From an optimization exercise on the open Yosys and OpenROAD flow, aimed at small area and a short achievable clock period; shortcuts taken in it are not production practice. Function was checked by simulation only, so behaviour that the tests miss may differ from the original. Not every run is shown, and edits may drop behaviour that the tests do not exercise.

--- flow/design.v: outline only ---
// module fir_csel7: 41 lines
// module fir_csel4: 29 lines
// module fir_fa: 10 lines
// module fir_add19: 7 lines
// module fir_pfx19: 46 lines
// module fir_ha: 9 lines
// module fir_hac: 9 lines
// module fir_lutn: 13 lines
// module fir_lutp: 13 lines
// module fir_aoi22: 9 lines
// module fir_parallel: 2125 lines
module fir_parallel (
  input [15:0] i_data,
  input [63:0] i_coeffs,
  input i_clock,
  output [37:0] o_data
);
  // ...
==> flow/flow/run.sh <==
#!/bin/bash
# Layout flow: the standard ORFS flow (standard.sh, unchanged synthesis),
# with these changes after synthesis:
#  - after floorplan, every combinational cell gets the smallest drive
#    strength of its family (flow/downsize.tcl);
#  - timing repair aims at a setup slack of SETUP_MARGIN ns instead of 0, so the
#    resizer speeds up the paths that set the achieved period;
#  - the port buffers are plain buf_1 cells instead of the delay cell that
#    buffer_ports picks by default (repair may upsize them).
# Each step's full output goes to its own log file in this folder.
set -euo pipefail
SETUP_MARGIN=9.2
HERE=$(pwd)
bash standard.sh synth > log_1_synth.txt 2>&1
bash standard.sh \
  "POST_FLOORPLAN_TCL=${HERE}/flow/downsize.tcl" \
  "SETUP_SLACK_MARGIN=${SETUP_MARGIN}" \
  "BUFFER_PORTS_ARGS=-buffer_cell sky130_fd_sc_hd__buf_1" \
  finish > log_2_layout.txt 2>&1
==> flow/flow/downsize.tcl <==
# Run after floorplan: give every combinational cell the smallest-area drive
# strength of its family (synthesis sizes each small module for speed against a
# default load); the later timing repair upsizes the cells on critical paths.
set block [ord::get_db_block]
set db [ord::get_db]
set swapped 0
foreach inst [$block getInsts] {
  set cur [$inst getMaster]
  set name [$cur getName]
  if {![regexp {^sky130_fd_sc_hd__([a-z0-9]+)_(\d+)$} $name -> fam sz]} { continue }
  if {[string match "df*" $fam] || [string match "*clk*" $fam] || [string match "*dly*" $fam]
      || $fam eq "conb" || [string match "tap*" $fam] || [string match "fill*" $fam]
      || [string match "decap*" $fam]} { continue }
  set best ""
  set barea 0
  foreach s {1 0 2 4} {
    set m [$db findMaster "sky130_fd_sc_hd__${fam}_$s"]
    if {$m eq "NULL" || $m eq ""} { continue }
    set a [expr {[$m getWidth] * [$m getHeight]}]
    if {$best eq "" || $a < $barea} {
      set best $m
      set barea $a
    }
  }
  if {$best ne "" && [$best getName] ne $name} {
    if {[$inst swapMaster $best]} { incr swapped }
  }
}
puts "downsize: swapped $swapped instances to their smallest drive strength"
==> flow/standard.sh <==
#!/bin/bash
# synth_recipe.tcl (not shown) runs the flow's synth.tcl, then flattens the netlist and writes it again
# the make line also repeats each setting of config.mk as NAME=value (left out here)
make -C /OpenROAD-flow-scripts/flow DESIGN_CONFIG=/design/flow/config.mk WORK_HOME=/design/flow/orfs CLKGATE_MAP_FILE= SYNTH_SCRIPT=/design/flow/synth_recipe.tcl "${@:-finish}"
==> flow/config.mk <==
export PLATFORM = sky130hd
export DESIGN_NAME = fir_parallel
export DESIGN_NICKNAME = fir_parallel
export VERILOG_FILES = /design/flow/design.v
export SDC_FILE = /design/flow/constraint.sdc
export NUM_CORES = 4
export LEC_CHECK = 0
export CAP_MARGIN = 20
export CORE_MARGIN = 2
export CORE_UTILIZATION = 50
export CTS_BUF_LIST = sky130_fd_sc_hd__clkbuf_16
export CTS_CLUSTER_DIAMETER = 100
export CTS_CLUSTER_SIZE = 30
export SLEW_MARGIN = 20
export SYNTH_HIERARCHICAL = 1
export SYNTH_MINIMUM_KEEP_SIZE = 0
==> flow/constraint.sdc <==
create_clock -name core_clock -period 14.0 [get_ports {i_clock}]
set_input_delay 2.8000 -clock core_clock [delete_from_list [all_inputs] [get_ports {i_clock}]]
set_output_delay 2.8000 -clock core_clock [all_outputs]
set_load 0.01 [all_outputs]
Run 1, cells by drive strength:
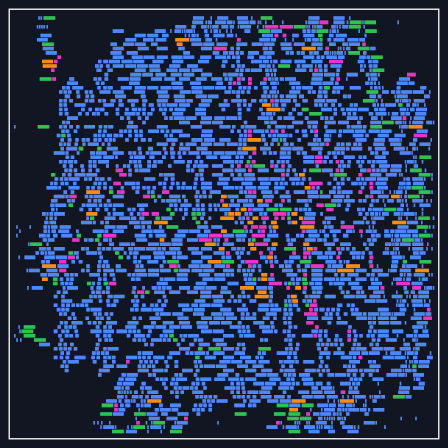
Key: _3 and _4 cells = magenta [cells 138, share 4.8%]; _2 cells = green [cells 120, share 4.2%]; _6 and larger = orange [cells 60, share 2.1%]; _0 and _1 cells = blue [cells 2559, share 89%]

Run 1, supply voltage drop heat map:
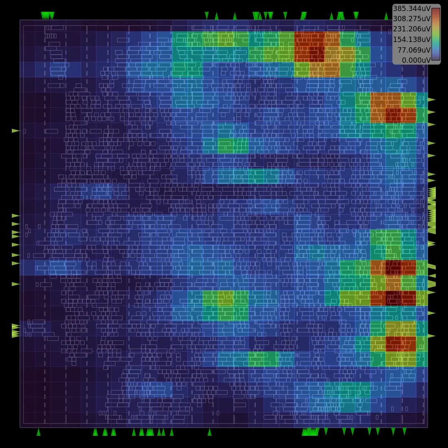

Run 1, placed standard cells:
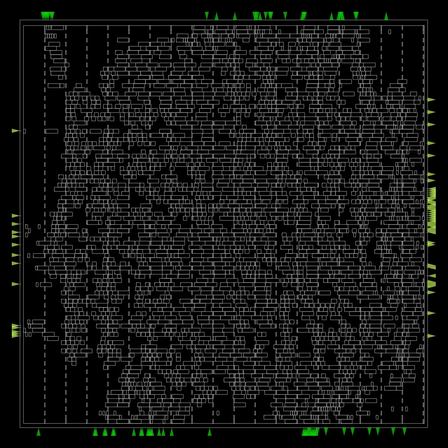
Core Util, Final: 49.28%
Core ar.: 68710 µm²
Well-Tap Cells: 931

==> summary.txt, run 1 <==
Setup path
  • Crit path capture type: output pin
  • Setup CP Type: reg2out
  • CP startpoint kind: flip-flop

Route
  • Total number of vias: ~25000
  • Max layer used: met4
  • Total Wirelength: 112.6 mm

GRT
  • GRT Overall Usage: 31.13%
  • Total grt overflow: 0
  • Met2 Use GR: 50.28%

Die
  • Num rows: 96

Synth
  • Synthesized area: 34720 µm²

Timing
  • RSZ-0062 raised after global routing: yes
  • Setup-failing EPs final: 0
  • Hold slack final: 0.3411 ns
  • Setup WS post-layout: between 9 and 10 ns

Clock network
  • Clk sink count: 288
  • Postcts setup bufs: 4
  • CTS Hold Buffers Added: 0

Min path
  • Hold Path Class: reg2reg

Cells and area
  • Sequential cell area share: 17.46%
  • Share of layout cells above drive strength 1: around 11%
  • Logic inverters: roughly 110
  • Layout clock area frac: under 10%

Placement
  • Placed instance area: about 32000 µm²

Status
  • Outcome: complete, no violations
Run 1, signal wires on met3:
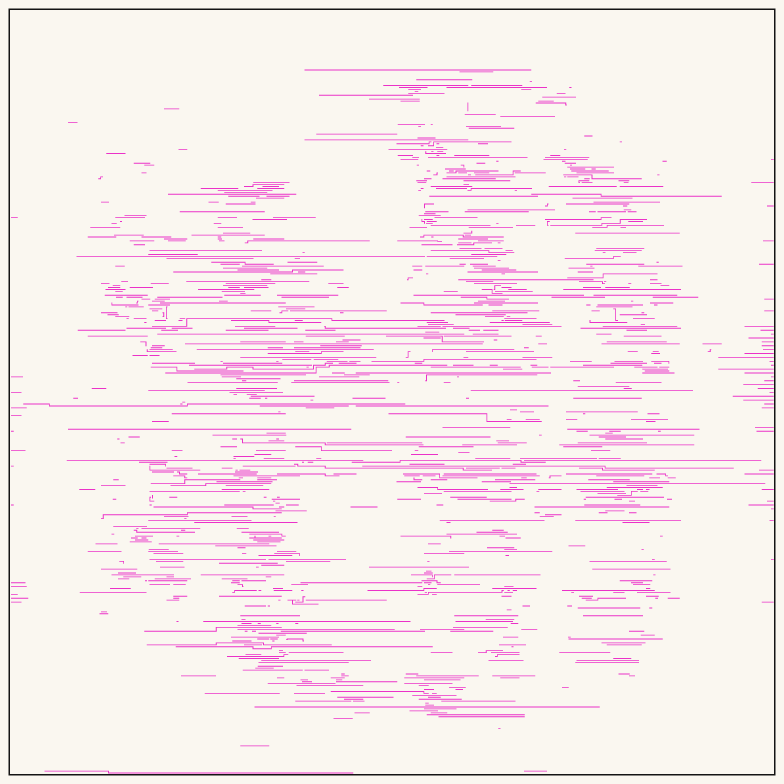

==> run 1 -> run 2 <==
--- a/flow/config.mk
+++ b/flow/config.mk
@@ -10,6 +10,6 @@
 export CORE_UTILIZATION = 50
 export CTS_BUF_LIST = sky130_fd_sc_hd__clkbuf_16
-export CTS_CLUSTER_DIAMETER = 100
-export CTS_CLUSTER_SIZE = 30
+export CTS_CLUSTER_DIAMETER = 50
+export CTS_CLUSTER_SIZE = 16
 export SLEW_MARGIN = 20
 export SYNTH_HIERARCHICAL = 1
Run 2, signal wires on met3:
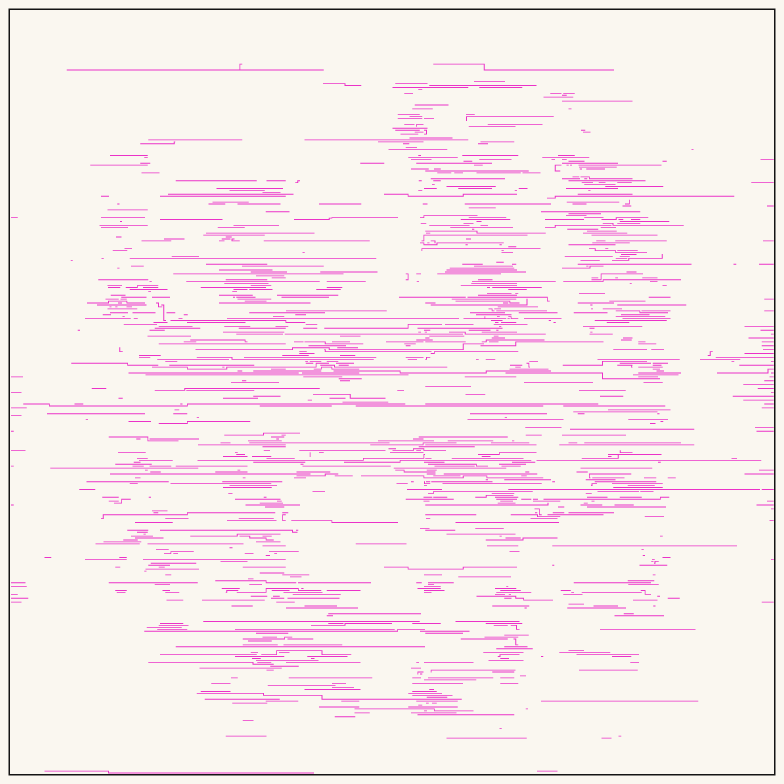
The layer holds 11% of the routed length. 547 nets have wire on it. The layer carries 12600 µm of wire.
Total Wirelength: 113.4 mm
total number of vias: 25340
GR Util met3: 7.135%

Run 2, gate families picked out:
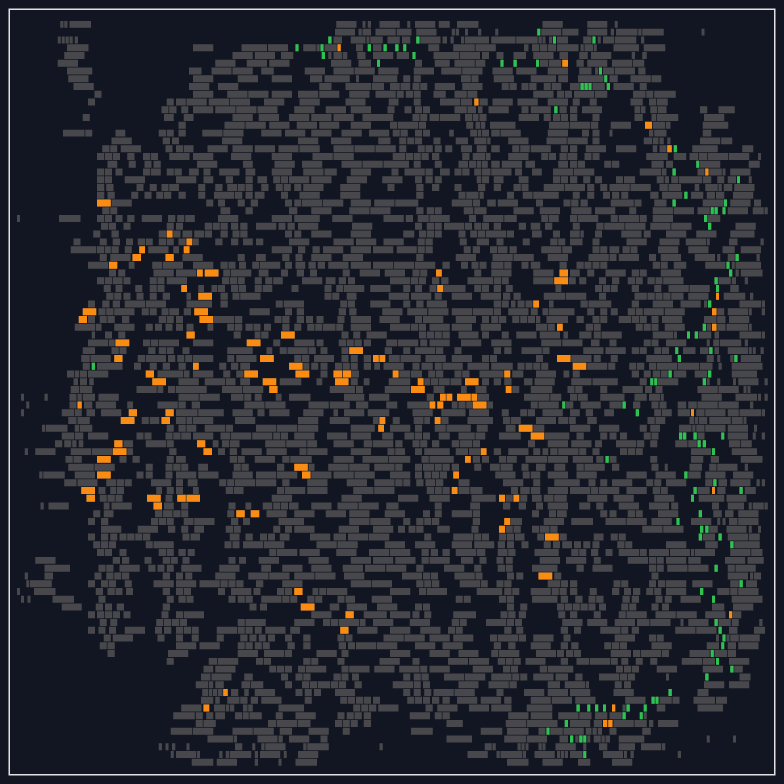
Key: inverters = green [cells 107]; NOR gates = orange [cells 114]

Run 2, I/O nets highlighted:
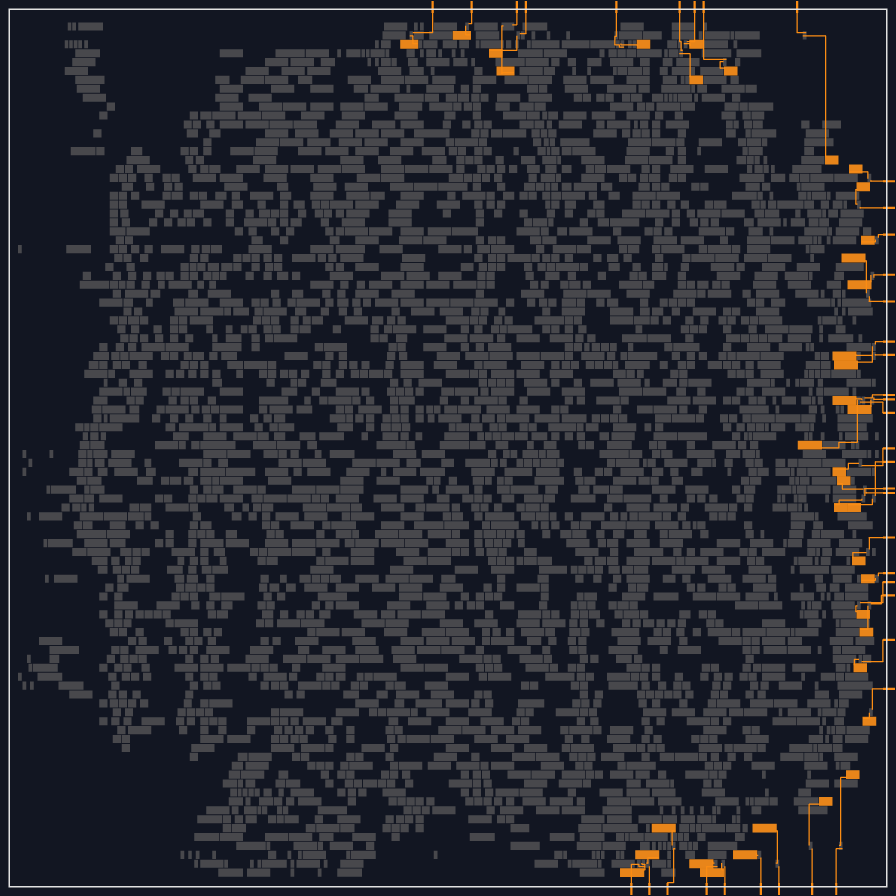
Key: `o_data` = orange [bits 38, direction output, edge 20 east, 9 north, 9 south, end cells 38, wire 654 µm]
io pins: 119
number of port buffers: 118

==> run 2 against run 1 <==
Effect of this change:
- critical endpoint is now p0_1_a[6]$_DFF_P_
- utilization up 1.4 points
- wire length up 0.68%
- first-iteration DRC count up 6.1%
==> summary.txt, run 2 <==
Die
  • Well-Tap Cells: 931 (unchanged)
  • Core ar.: 68710 µm² (unchanged)
  • Num rows: 96 (unchanged)
  • Initial core utilization: 50.53% (unchanged)

Clock network
  • Postcts setup bufs: 5 (was 4)
  • CTS Hold Buffers Added: 0 (unchanged)
  • Root Driver: clkbuf_16 (unchanged)
  • Clk sink count: 288 (unchanged)
  • Worst-Skew Late Latency: 0.61 ns (was 0.60 ns)
  • CTS tree: built (unchanged)

Timing
  • Hold slack final: 0.3710 ns (was 0.3411 ns)
  • Final Hold Violating Endpoints: 0 (unchanged)
  • Setup-failing EPs final: 0 (unchanged)
  • Setup WS post-layout: 9.234 ns (was 9.261 ns)
  • Final min period: 4.766 ns (was 4.739 ns)
  • RSZ-0062 raised after global routing: yes (unchanged)

Cells and area
  • Most frequent cells in the layout: a22oi_1 (576), fa_1 (524), a21boi_1 (453), dfxtp_1 (212), a21bo_1 (120) (was a22oi_1 (575), fa_1 (526), a21boi_1 (456), dfxtp_1 (206))
  • Sequential cell area share: 16.91% (was 17.46%)
  • Final instance area: 34850 µm² (was 33860 µm²)
  • Logic inverters: 107 (unchanged)
  • Share of layout cells above drive strength 1: 12.88% (was 11.05%)
  • Layout clock area frac: 4.603% (was 2.188%)
  • Core Util, Final: 50.72% (was 49.28%)

Placement
  • Placed instance area: 32030 µm² (unchanged)

GRT
  • Met2 Use GR: 50.79% (was 50.28%)
  • GRT Overall Usage: 31.46% (was 31.13%)
  • Total grt overflow: 0 (unchanged)

Setup path
  • CP startpoint kind: flip-flop (unchanged)
  • Critical path fanouts, max: 18 (was 5)
  • CP max stage cell: dfxtp_1 (was dfxtp_4)
  • Required @ worst endpoint: 14.46 ns (was 11.20 ns)
  • Crit path capture type: flip-flop (was output pin)
  • Setup CP Type: reg2reg (was reg2out)

Status
  • Outcome: complete, no violations (unchanged)

Synth
  • Synth warn: 7 (unchanged)
  • Synthesized area: 34720 µm² (unchanged)
  • Mapped Cells: 2602 (unchanged)

Route
  • Metal2 WL: 51.76 mm (was 51.63 mm)
  • Max layer used: met4 (unchanged)

Min path
  • Hold Path Class: reg2reg (unchanged)
Run 2, placed standard cells:
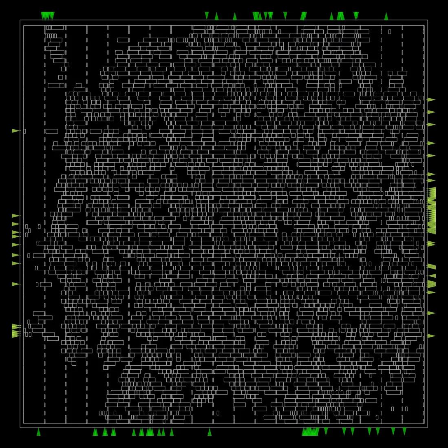

--- run 3: outline of the changes from run 2 ---
flow/design.v: 2311 -> 2321 lines; modules unchanged: 10
  fir_parallel: edited, 2125 -> 2135 lines
--- a/flow/config.mk
+++ b/flow/config.mk
@@ -8,8 +8,8 @@
 export CAP_MARGIN = 20
 export CORE_MARGIN = 2
-export CORE_UTILIZATION = 50
+export CORE_UTILIZATION = 55
 export CTS_BUF_LIST = sky130_fd_sc_hd__clkbuf_16
-export CTS_CLUSTER_DIAMETER = 50
-export CTS_CLUSTER_SIZE = 16
+export CTS_CLUSTER_DIAMETER = 100
+export CTS_CLUSTER_SIZE = 30
 export SLEW_MARGIN = 20
 export SYNTH_HIERARCHICAL = 1
Run 3, placed standard cells:
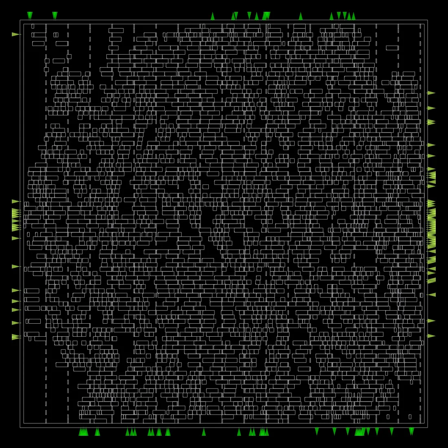
Finished Layout Cells: 3686
num rows: 92
filler cell count: 5570
Core ar.: 62850 µm²

Run 3, signal wires on met3:
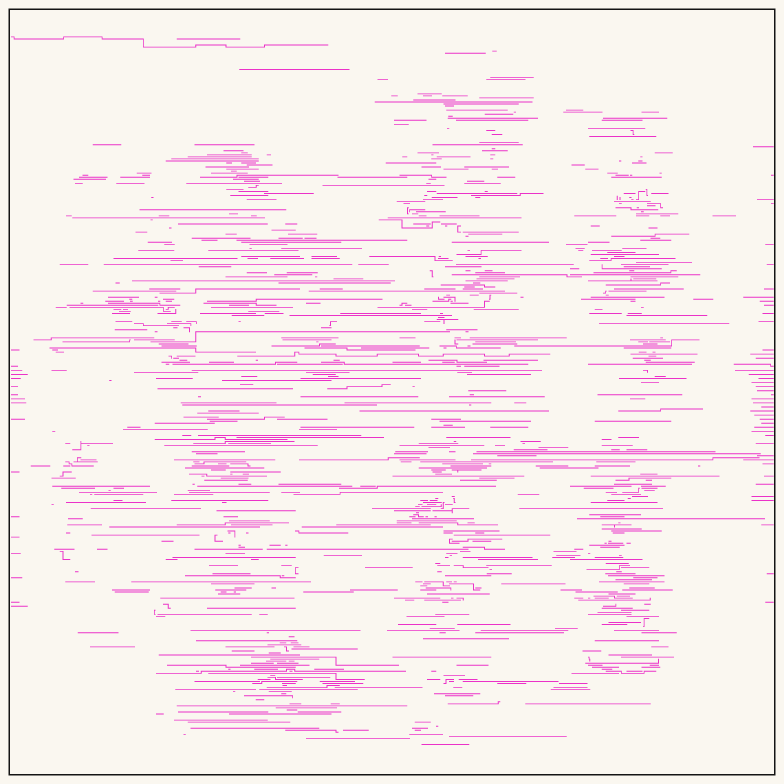
The wires run mostly horizontal. The layer carries 11900 µm of wire.

Run 3, cells by drive strength:
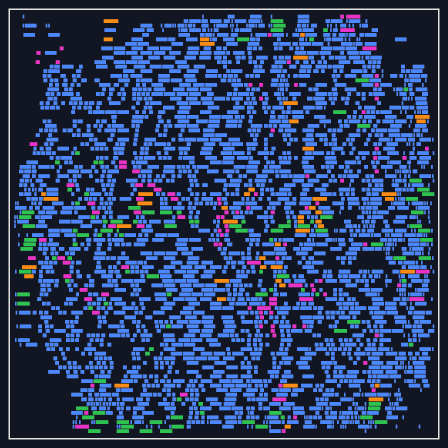
Key: _0 and _1 cells = blue [cells 2575, share 91%]; _2 cells = green [cells 112, share 3.9%]; _6 and larger = orange [cells 46, share 1.6%]; _3 and _4 cells = magenta [cells 107, share 3.8%]
non-clock buffer count: 200
Setup WS post-layout: 9.246 ns
area grow syn2layout: -4.039%
final instance area: 33380 µm²

==> run 3 against run 2 <==
Effect of this change:
- critical path type unchanged
- final area down 4.2%
- fmax up 0.25%
- count of clock-buffer cells in the layout down 28
- clock skew down 0.0039 ns
- flip-flop and latch count up 4
- synthesized area up 0.20%
- highest routed layer unchanged
- wire length down 5.2%
- still clean
- worst setup slack better by 0.012 ns
- die area down 8.8%
==> summary.txt, run 3 <==
Status
  • Outcome: complete, no violations (unchanged)

Die
  • Well-Tap Cells: 846 (was 931)
  • Initial core utilization: 55.35% (was 50.53%)
  • Io pins: 119 (unchanged)

Clock network
  • Worst-Skew Late Latency: 0.57 ns (was 0.61 ns)
  • Clk sink count: 292 (was 288)
  • CTS Hold Buffers Added: 0 (unchanged)
  • Root Driver: clkbuf_16 (unchanged)
  • Postcts setup bufs: 1 (was 5)
  • CTS tree: built (unchanged)

Route
  • Antenna Nets Post-Route: 0 (unchanged)
  • Total number of vias: 24510 (was 25340)
  • Total Wirelength: 107.5 mm (was 113.4 mm)
  • Metal2 WL: 47.55 mm (was 51.76 mm)
  • Average wire per standard cell: 29.17 µm (was 29.31 µm)
  • Max layer used: met4 (unchanged)

Min path
  • Hold Path Class: reg2reg (unchanged)

Timing
  • Final min period: 4.754 ns (was 4.766 ns)
  • Setup-failing EPs final: 0 (unchanged)
  • Period Utilization, post-route: 33.95% (was 34.04%)
  • RSZ-0062 raised after global routing: yes (unchanged)
  • Final Hold Violating Endpoints: 0 (unchanged)
  • Hold slack final: 0.3789 ns (was 0.3710 ns)

Cells and area
  • Layout clock area frac: 1.881% (was 4.603%)
  • Share of layout cells above drive strength 1: 9.331% (was 12.88%)
  • Most frequent cells in the layout: a22oi_1 (576), fa_1 (525), a21boi_1 (457), dfxtp_1 (221), a21bo_1 (120) (was a22oi_1 (576), fa_1 (524), a21boi_1 (453), dfxtp_1 (212), a21bo_1 (120))
  • Sequential cell area share: 17.84% (was 16.91%)
  • Logic inverters: 105 (was 107)
  • Clock buffer count in the final layout: 19 (was 47)
  • Core Util, Final: 53.12% (was 50.72%)

GRT
  • GR Util met3: 7.269% (was 7.135%)
  • Pin count of the biggest net entering global routing: 34 (unchanged)
  • GRT Overall Usage: 32.44% (was 31.46%)
  • Total grt overflow: 0 (unchanged)
  • Met2 Use GR: 49.89% (was 50.79%)

Synth
  • Synth warn: 7 (unchanged)
  • Synthesized area: 34790 µm² (was 34720 µm²)
  • Mapped Cells: 2604 (was 2602)

Setup path
  • CP max stage cell: nor2b_1 (was dfxtp_1)
  • Setup CP Type: reg2reg (unchanged)
  • CP top delay family: adder cells (unchanged)
  • Critical path fanouts, max: 9 (was 18)
  • Crit path capture type: flip-flop (unchanged)
  • CP startpoint kind: flip-flop (unchanged)
  • Required @ worst endpoint: 14.45 ns (was 14.46 ns)

Placement
  • Number of port buffers: 118 (unchanged)
  • Placed instance area: 31980 µm² (was 32030 µm²)
  • Gpl congestion: 0.9129 (was 0.9501)
Run 3, gate families picked out:
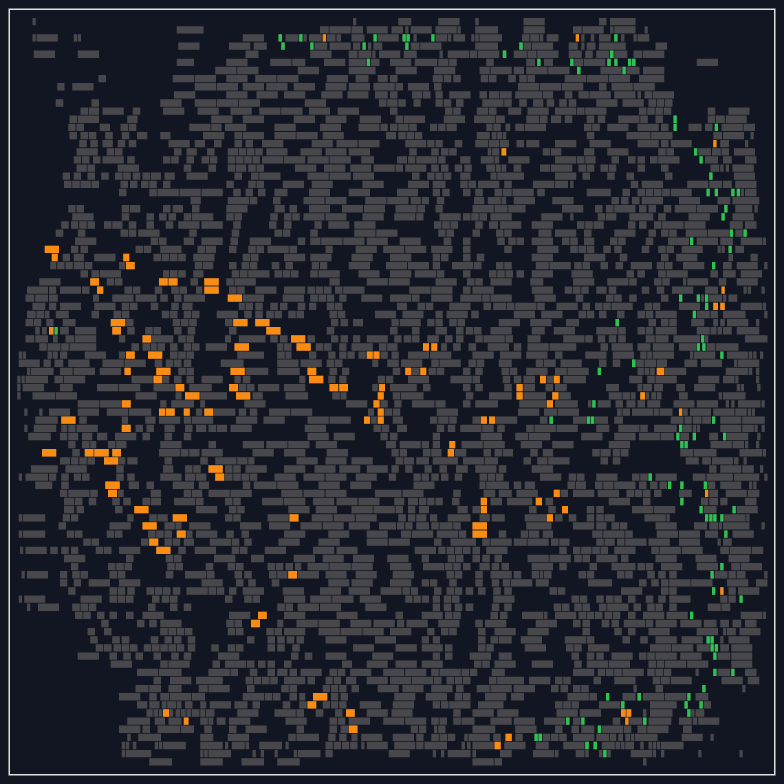

==> run 3 -> run 4 <==
--- a/flow/flow/run.sh
+++ b/flow/flow/run.sh
@@ -10,5 +10,5 @@
 # Each step's full output goes to its own log file in this folder.
 set -euo pipefail
-SETUP_MARGIN=9.2
+SETUP_MARGIN=9.3
 HERE=$(pwd)
 bash standard.sh synth > log_1_synth.txt 2>&1
--- a/flow/config.mk
+++ b/flow/config.mk
@@ -8,5 +8,5 @@
 export CAP_MARGIN = 20
 export CORE_MARGIN = 2
-export CORE_UTILIZATION = 55
+export CORE_UTILIZATION = 50
 export CTS_BUF_LIST = sky130_fd_sc_hd__clkbuf_16
 export CTS_CLUSTER_DIAMETER = 100
Run 4, gate families picked out:
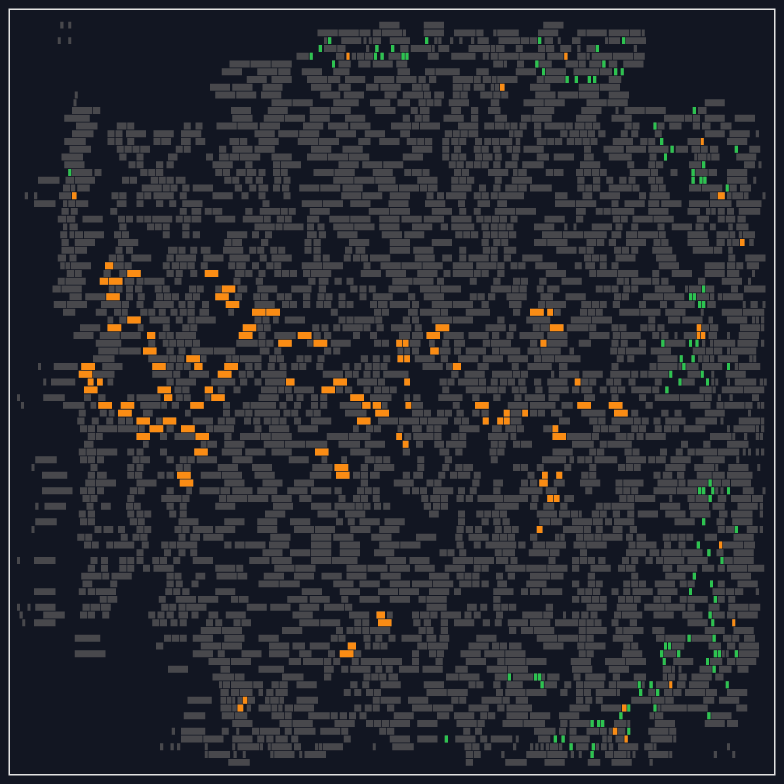
Key: NOR gates = orange [cells 114]; inverters = green [cells 105]
Finished Layout Cells: 3800
multi-input gate share of total cell area: 71.56%
commonest non-fill, non-tap cell in the layout: a22oi_1

Run 4, supply voltage drop heat map:
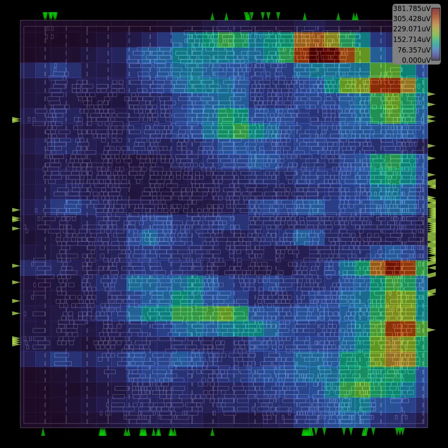

==> run 4 against run 3 <==
Effect of this change:
- cell count rose by 3.1%
- first-iteration DRC count fell by 9.1%
- final area rose by 2.2%
- worst setup slack improved by 0.079 ns
- critical path depth fell by 2
- wire length rose by 8.1%
- critical endpoint is now p1_1_b[10]$_DFF_P_
==> summary.txt, run 4 <==
Cells and area
  • Clock buffer count in the final layout: 21 (was 19)
  • Layout clock area frac: 2.299% (was 1.881%)
  • Core Util, Final: 49.66% (was 53.12%)
  • Most frequent cells in the layout: a22oi_1 (576), fa_1 (520), a21boi_1 (455), dfxtp_1 (190), a21bo_1 (120) (was a22oi_1 (576), fa_1 (525), a21boi_1 (457), dfxtp_1 (221), a21bo_1 (120))
  • Final instance area: 34120 µm² (was 33380 µm²)
  • Non-clock buffer count: 223 (was 200)

Setup path
  • Critical path fanouts, max: 16 (was 9)
  • Setup CP Type: reg2reg (unchanged)

Route
  • Total number of vias: 25130 (was 24510)
  • Antenna Nets Post-Route: 0 (unchanged)

Timing
  • Setup WS post-layout: 9.326 ns (was 9.246 ns)
  • Period Utilization, post-route: 33.39% (was 33.95%)

Die
  • Core ar.: 68710 µm² (was 62850 µm²)

Placement
  • Gpl congestion: 0.9819 (was 0.9129)
  • Number of port buffers: 118 (unchanged)

Clock network
  • CTS Hold Buffers Added: 0 (unchanged)
  • Worst-Skew Late Latency: 0.60 ns (was 0.57 ns)

GRT
  • GRT Overall Usage: 32.10% (was 32.44%)
  • GR Util met3: 7.532% (was 7.269%)

Synth
  • Mapped Cells: 2604 (unchanged)
  • Synthesized area: 34790 µm² (unchanged)

Status
  • Outcome: complete, no violations (unchanged)
Run 4, signal wires on met3:
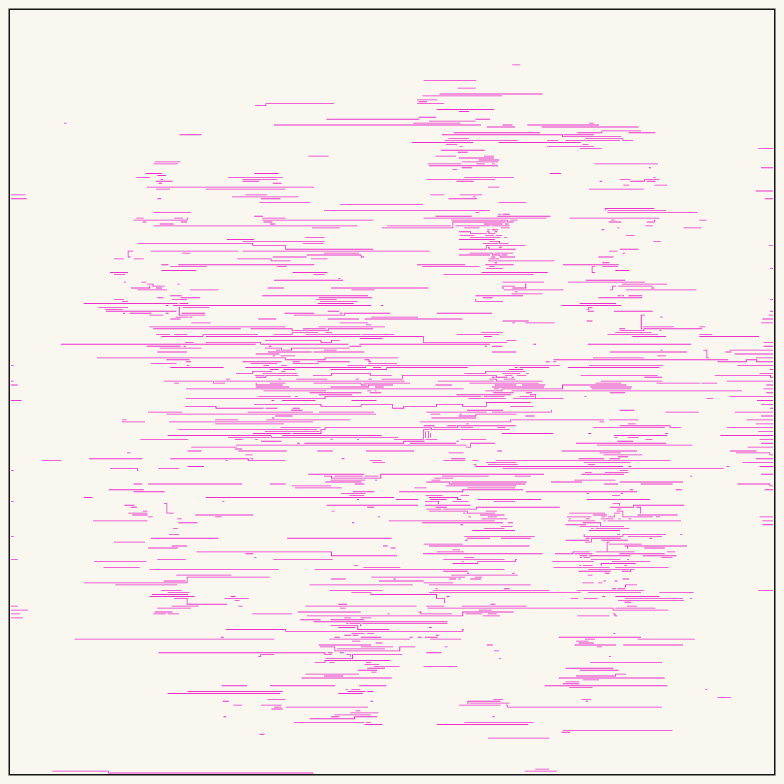
560 nets have wire on it. The layer carries 12700 µm of wire. The wires run mostly horizontal. The longest straight run is 97.1 µm.

Run 4, cells by drive strength:
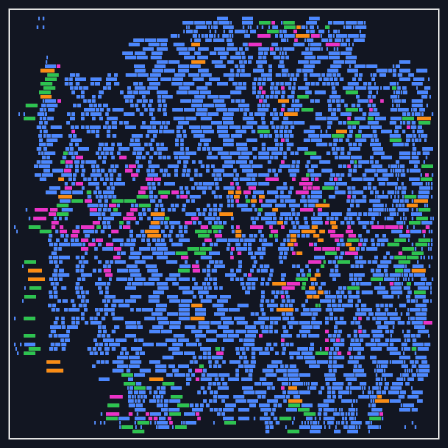

==> run 4 -> run 5 <==
--- a/flow/flow/run.sh
+++ b/flow/flow/run.sh
@@ -10,5 +10,5 @@
 # Each step's full output goes to its own log file in this folder.
 set -euo pipefail
-SETUP_MARGIN=9.3
+SETUP_MARGIN=9.2
 HERE=$(pwd)
 bash standard.sh synth > log_1_synth.txt 2>&1
Run 5, cells by drive strength:
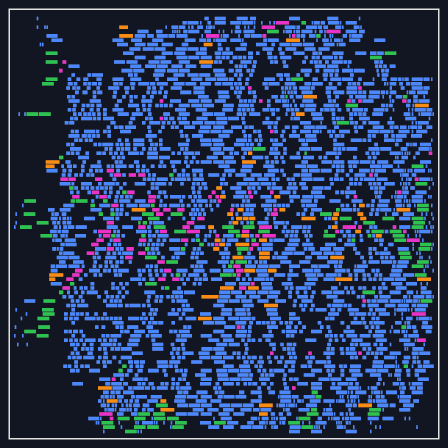
Key: _2 cells = green [cells 132, share 4.7%]; _6 and larger = orange [cells 62, share 2.2%]; _0 and _1 cells = blue [cells 2537, share 89%]; _3 and _4 cells = magenta [cells 107, share 3.8%]

Run 5, placed standard cells:
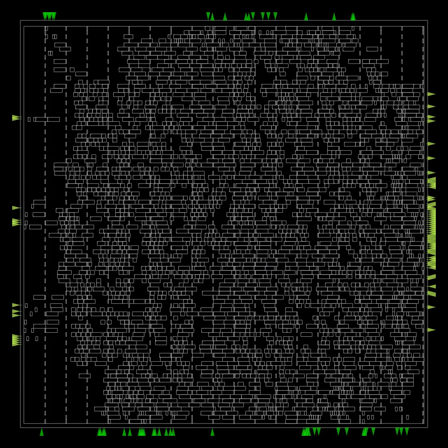
filler cell count: 6289
Seq cells: 292
Finished Layout Cells: 3770
Core ar.: 68710 µm²

==> run 5 against run 4 <==
Effect of this change:
- critical path type unchanged
- critical path depth rose by 4
- still clean
- register-to-register slack worse by 0.07 ns
- highest routed layer is now met4
==> summary.txt, run 5 <==
Cells and area
  • Clock buffer count in the final layout: 21 (unchanged)
  • Final instance area: 33810 µm² (was 34120 µm²)
  • Core Util, Final: 49.21% (was 49.66%)
  • Sequential cell area share: 17.70% (was 17.66%)
  • Non-clock buffer count: 190 (was 223)
  • Most frequent cells in the layout: a22oi_1 (576), fa_1 (525), a21boi_1 (457), dfxtp_1 (200), a21bo_1 (120) (was a22oi_1 (576), fa_1 (520), a21boi_1 (455), dfxtp_1 (190), a21bo_1 (120))
  • Layout clock area frac: 2.272% (was 2.299%)
  • Share of layout cells above drive strength 1: 10.61% (was 11.99%)
  • Commonest non-fill, non-tap cell in the layout: a22oi_1 (unchanged)
  • Logic inverters: 105 (unchanged)
  • Multi-input gate share of total cell area: 72.04% (was 71.56%)
  • Area grow syn2layout: -2.812% (was -1.935%)

Setup path
  • Critical path fanouts, max: 11 (was 16)
  • CP max stage cell: fa_2 (was dfxtp_1)
  • CP top delay family: adder cells (unchanged)
  • Crit path capture type: flip-flop (unchanged)
  • CP startpoint kind: flip-flop (unchanged)
  • Setup CP Type: reg2reg (unchanged)
  • Required @ worst endpoint: 14.45 ns (was 14.47 ns)

Clock network
  • Postcts setup bufs: 4 (was 1)
  • Clk sink count: 292 (unchanged)
  • Worst-Skew Late Latency: 0.60 ns (about the same)
  • Clock transition at the registers of the reported paths: 0.10 ns (was 0.12 ns)
  • CTS Hold Buffers Added: 0 (unchanged)
  • CTS tree: built (unchanged)

GRT
  • Met2 Use GR: 49.89% (was 50.99%)
  • Pin count of the biggest net entering global routing: 34 (unchanged)
  • Total grt overflow: 0 (unchanged)

Die
  • Io pins: 119 (unchanged)
  • Well-Tap Cells: 931 (unchanged)
  • Die W: 267.8 µm (unchanged)
  • Initial core utilization: 50.64% (unchanged)
  • Num rows: 96 (unchanged)

Status
  • Outcome: complete, no violations (unchanged)

Route
  • Average wire per standard cell: 30.11 µm (was 30.58 µm)
  • Metal2 WL: 50.58 mm (was 52.03 mm)
  • Antenna Nets Post-Route: 0 (unchanged)

Timing
  • Final min period: 4.740 ns (was 4.674 ns)
  • Period Utilization, post-route: 33.86% (was 33.39%)
  • Final Hold Violating Endpoints: 0 (unchanged)
  • Setup WS post-layout: 9.260 ns (was 9.326 ns)
  • Worst Skew: 0.02547 ns (was 0.03152 ns)
  • Setup-failing EPs final: 0 (unchanged)

Min path
  • Hold Path Class: reg2reg (unchanged)

Synth
  • Synth warn: 7 (unchanged)
  • Mapped Cells: 2604 (unchanged)
  • Synthesized area: 34790 µm² (unchanged)
Run 5, signal wires on met3:
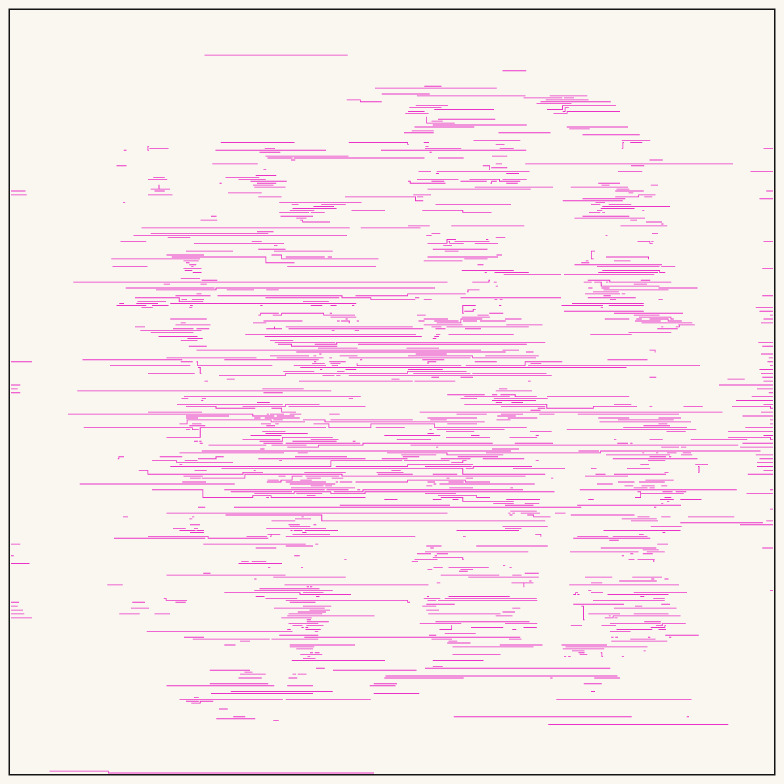
The layer carries 13300 µm of wire. The longest straight run is 131 µm. The wires run mostly horizontal.
GR Util met3: 8.494%
total number of vias: 24930
Total Wirelength: 113.5 mm


==> screenshots <==
I/O nets highlighted.
image #1
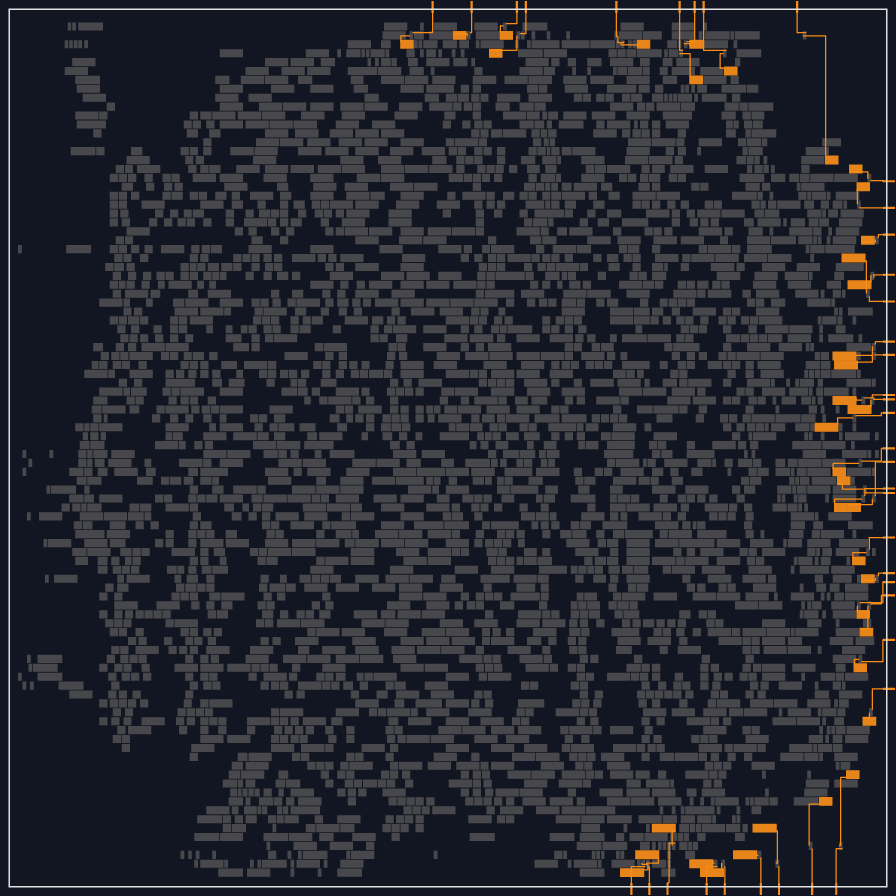
image #2
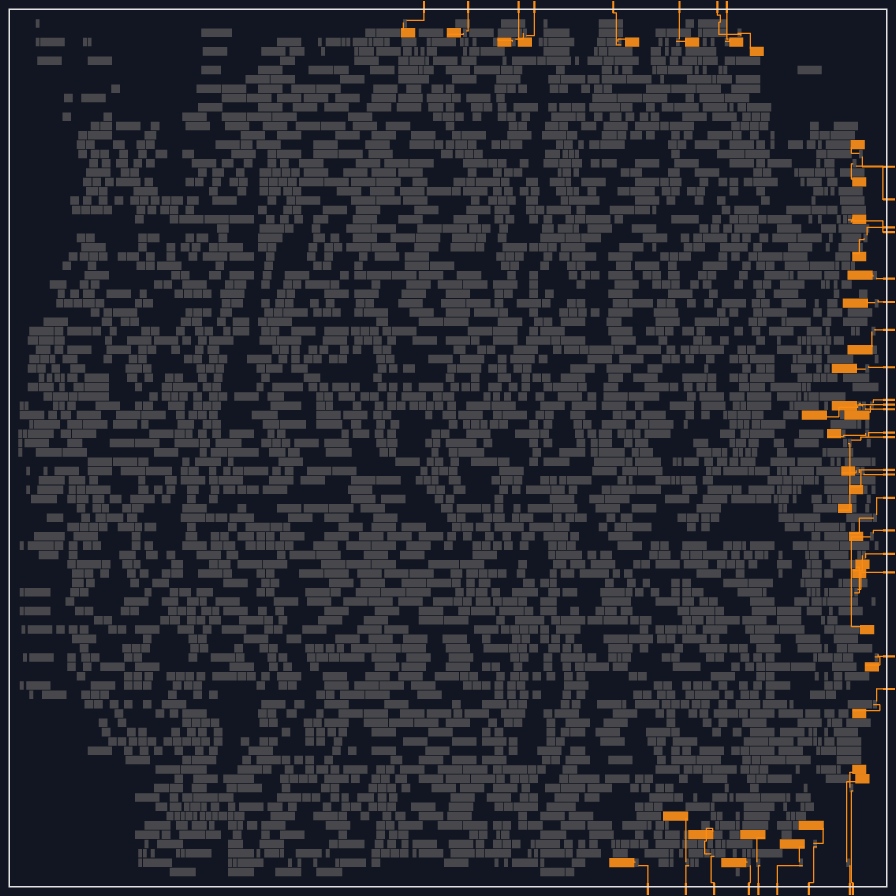
run 3 -> image #2
run 1 -> image #1

==> port drivers added, routing unchanged <==
In the flow no input, the clock included, has a driving cell. The finished layouts below were timed again as built, in two steps.
Step 1 (the two cells are an assumption about what drives the block):
set clk [get_ports {i_clock}]
set_driving_cell -lib_cell sky130_fd_sc_hd__clkbuf_16 $clk
set_driving_cell -lib_cell sky130_fd_sc_hd__buf_2 [delete_from_list [all_inputs] $clk]
Step 2 times the ports against the registers' clock, not the clock port: input delays grow and output delays shrink by t, the midpoint of the rising clock arrivals with the driver on.
a / b / c = ideal / step 1 / step 2; a / b = the first two.
| run | t, ns | setup WS [ns] | latest minus earliest clock arrival (ns) | worst register clock-pin slew, ns |
|---|---|---|---|---|
| run 1 | 0.639 | 9.261 / 9.201 / 9.270 | 0.044 / 0.044 | 0.11 / 0.11 |
| run 2 | 0.653 | 9.234 / 9.187 / 9.234 | 0.030 / 0.031 | 0.07 / 0.07 |
| run 3 | 0.623 | 9.246 / 9.246 / 9.246 | 0.027 / 0.027 | 0.12 / 0.12 |
| run 4 | 0.641 | 9.326 / 9.318 / 9.326 | 0.033 / 0.034 | 0.12 / 0.12 |
| run 5 | 0.642 | 9.260 / 9.253 / 9.260 | 0.026 / 0.026 | 0.11 / 0.11 |
After both steps every run listed still meets setup and hold.
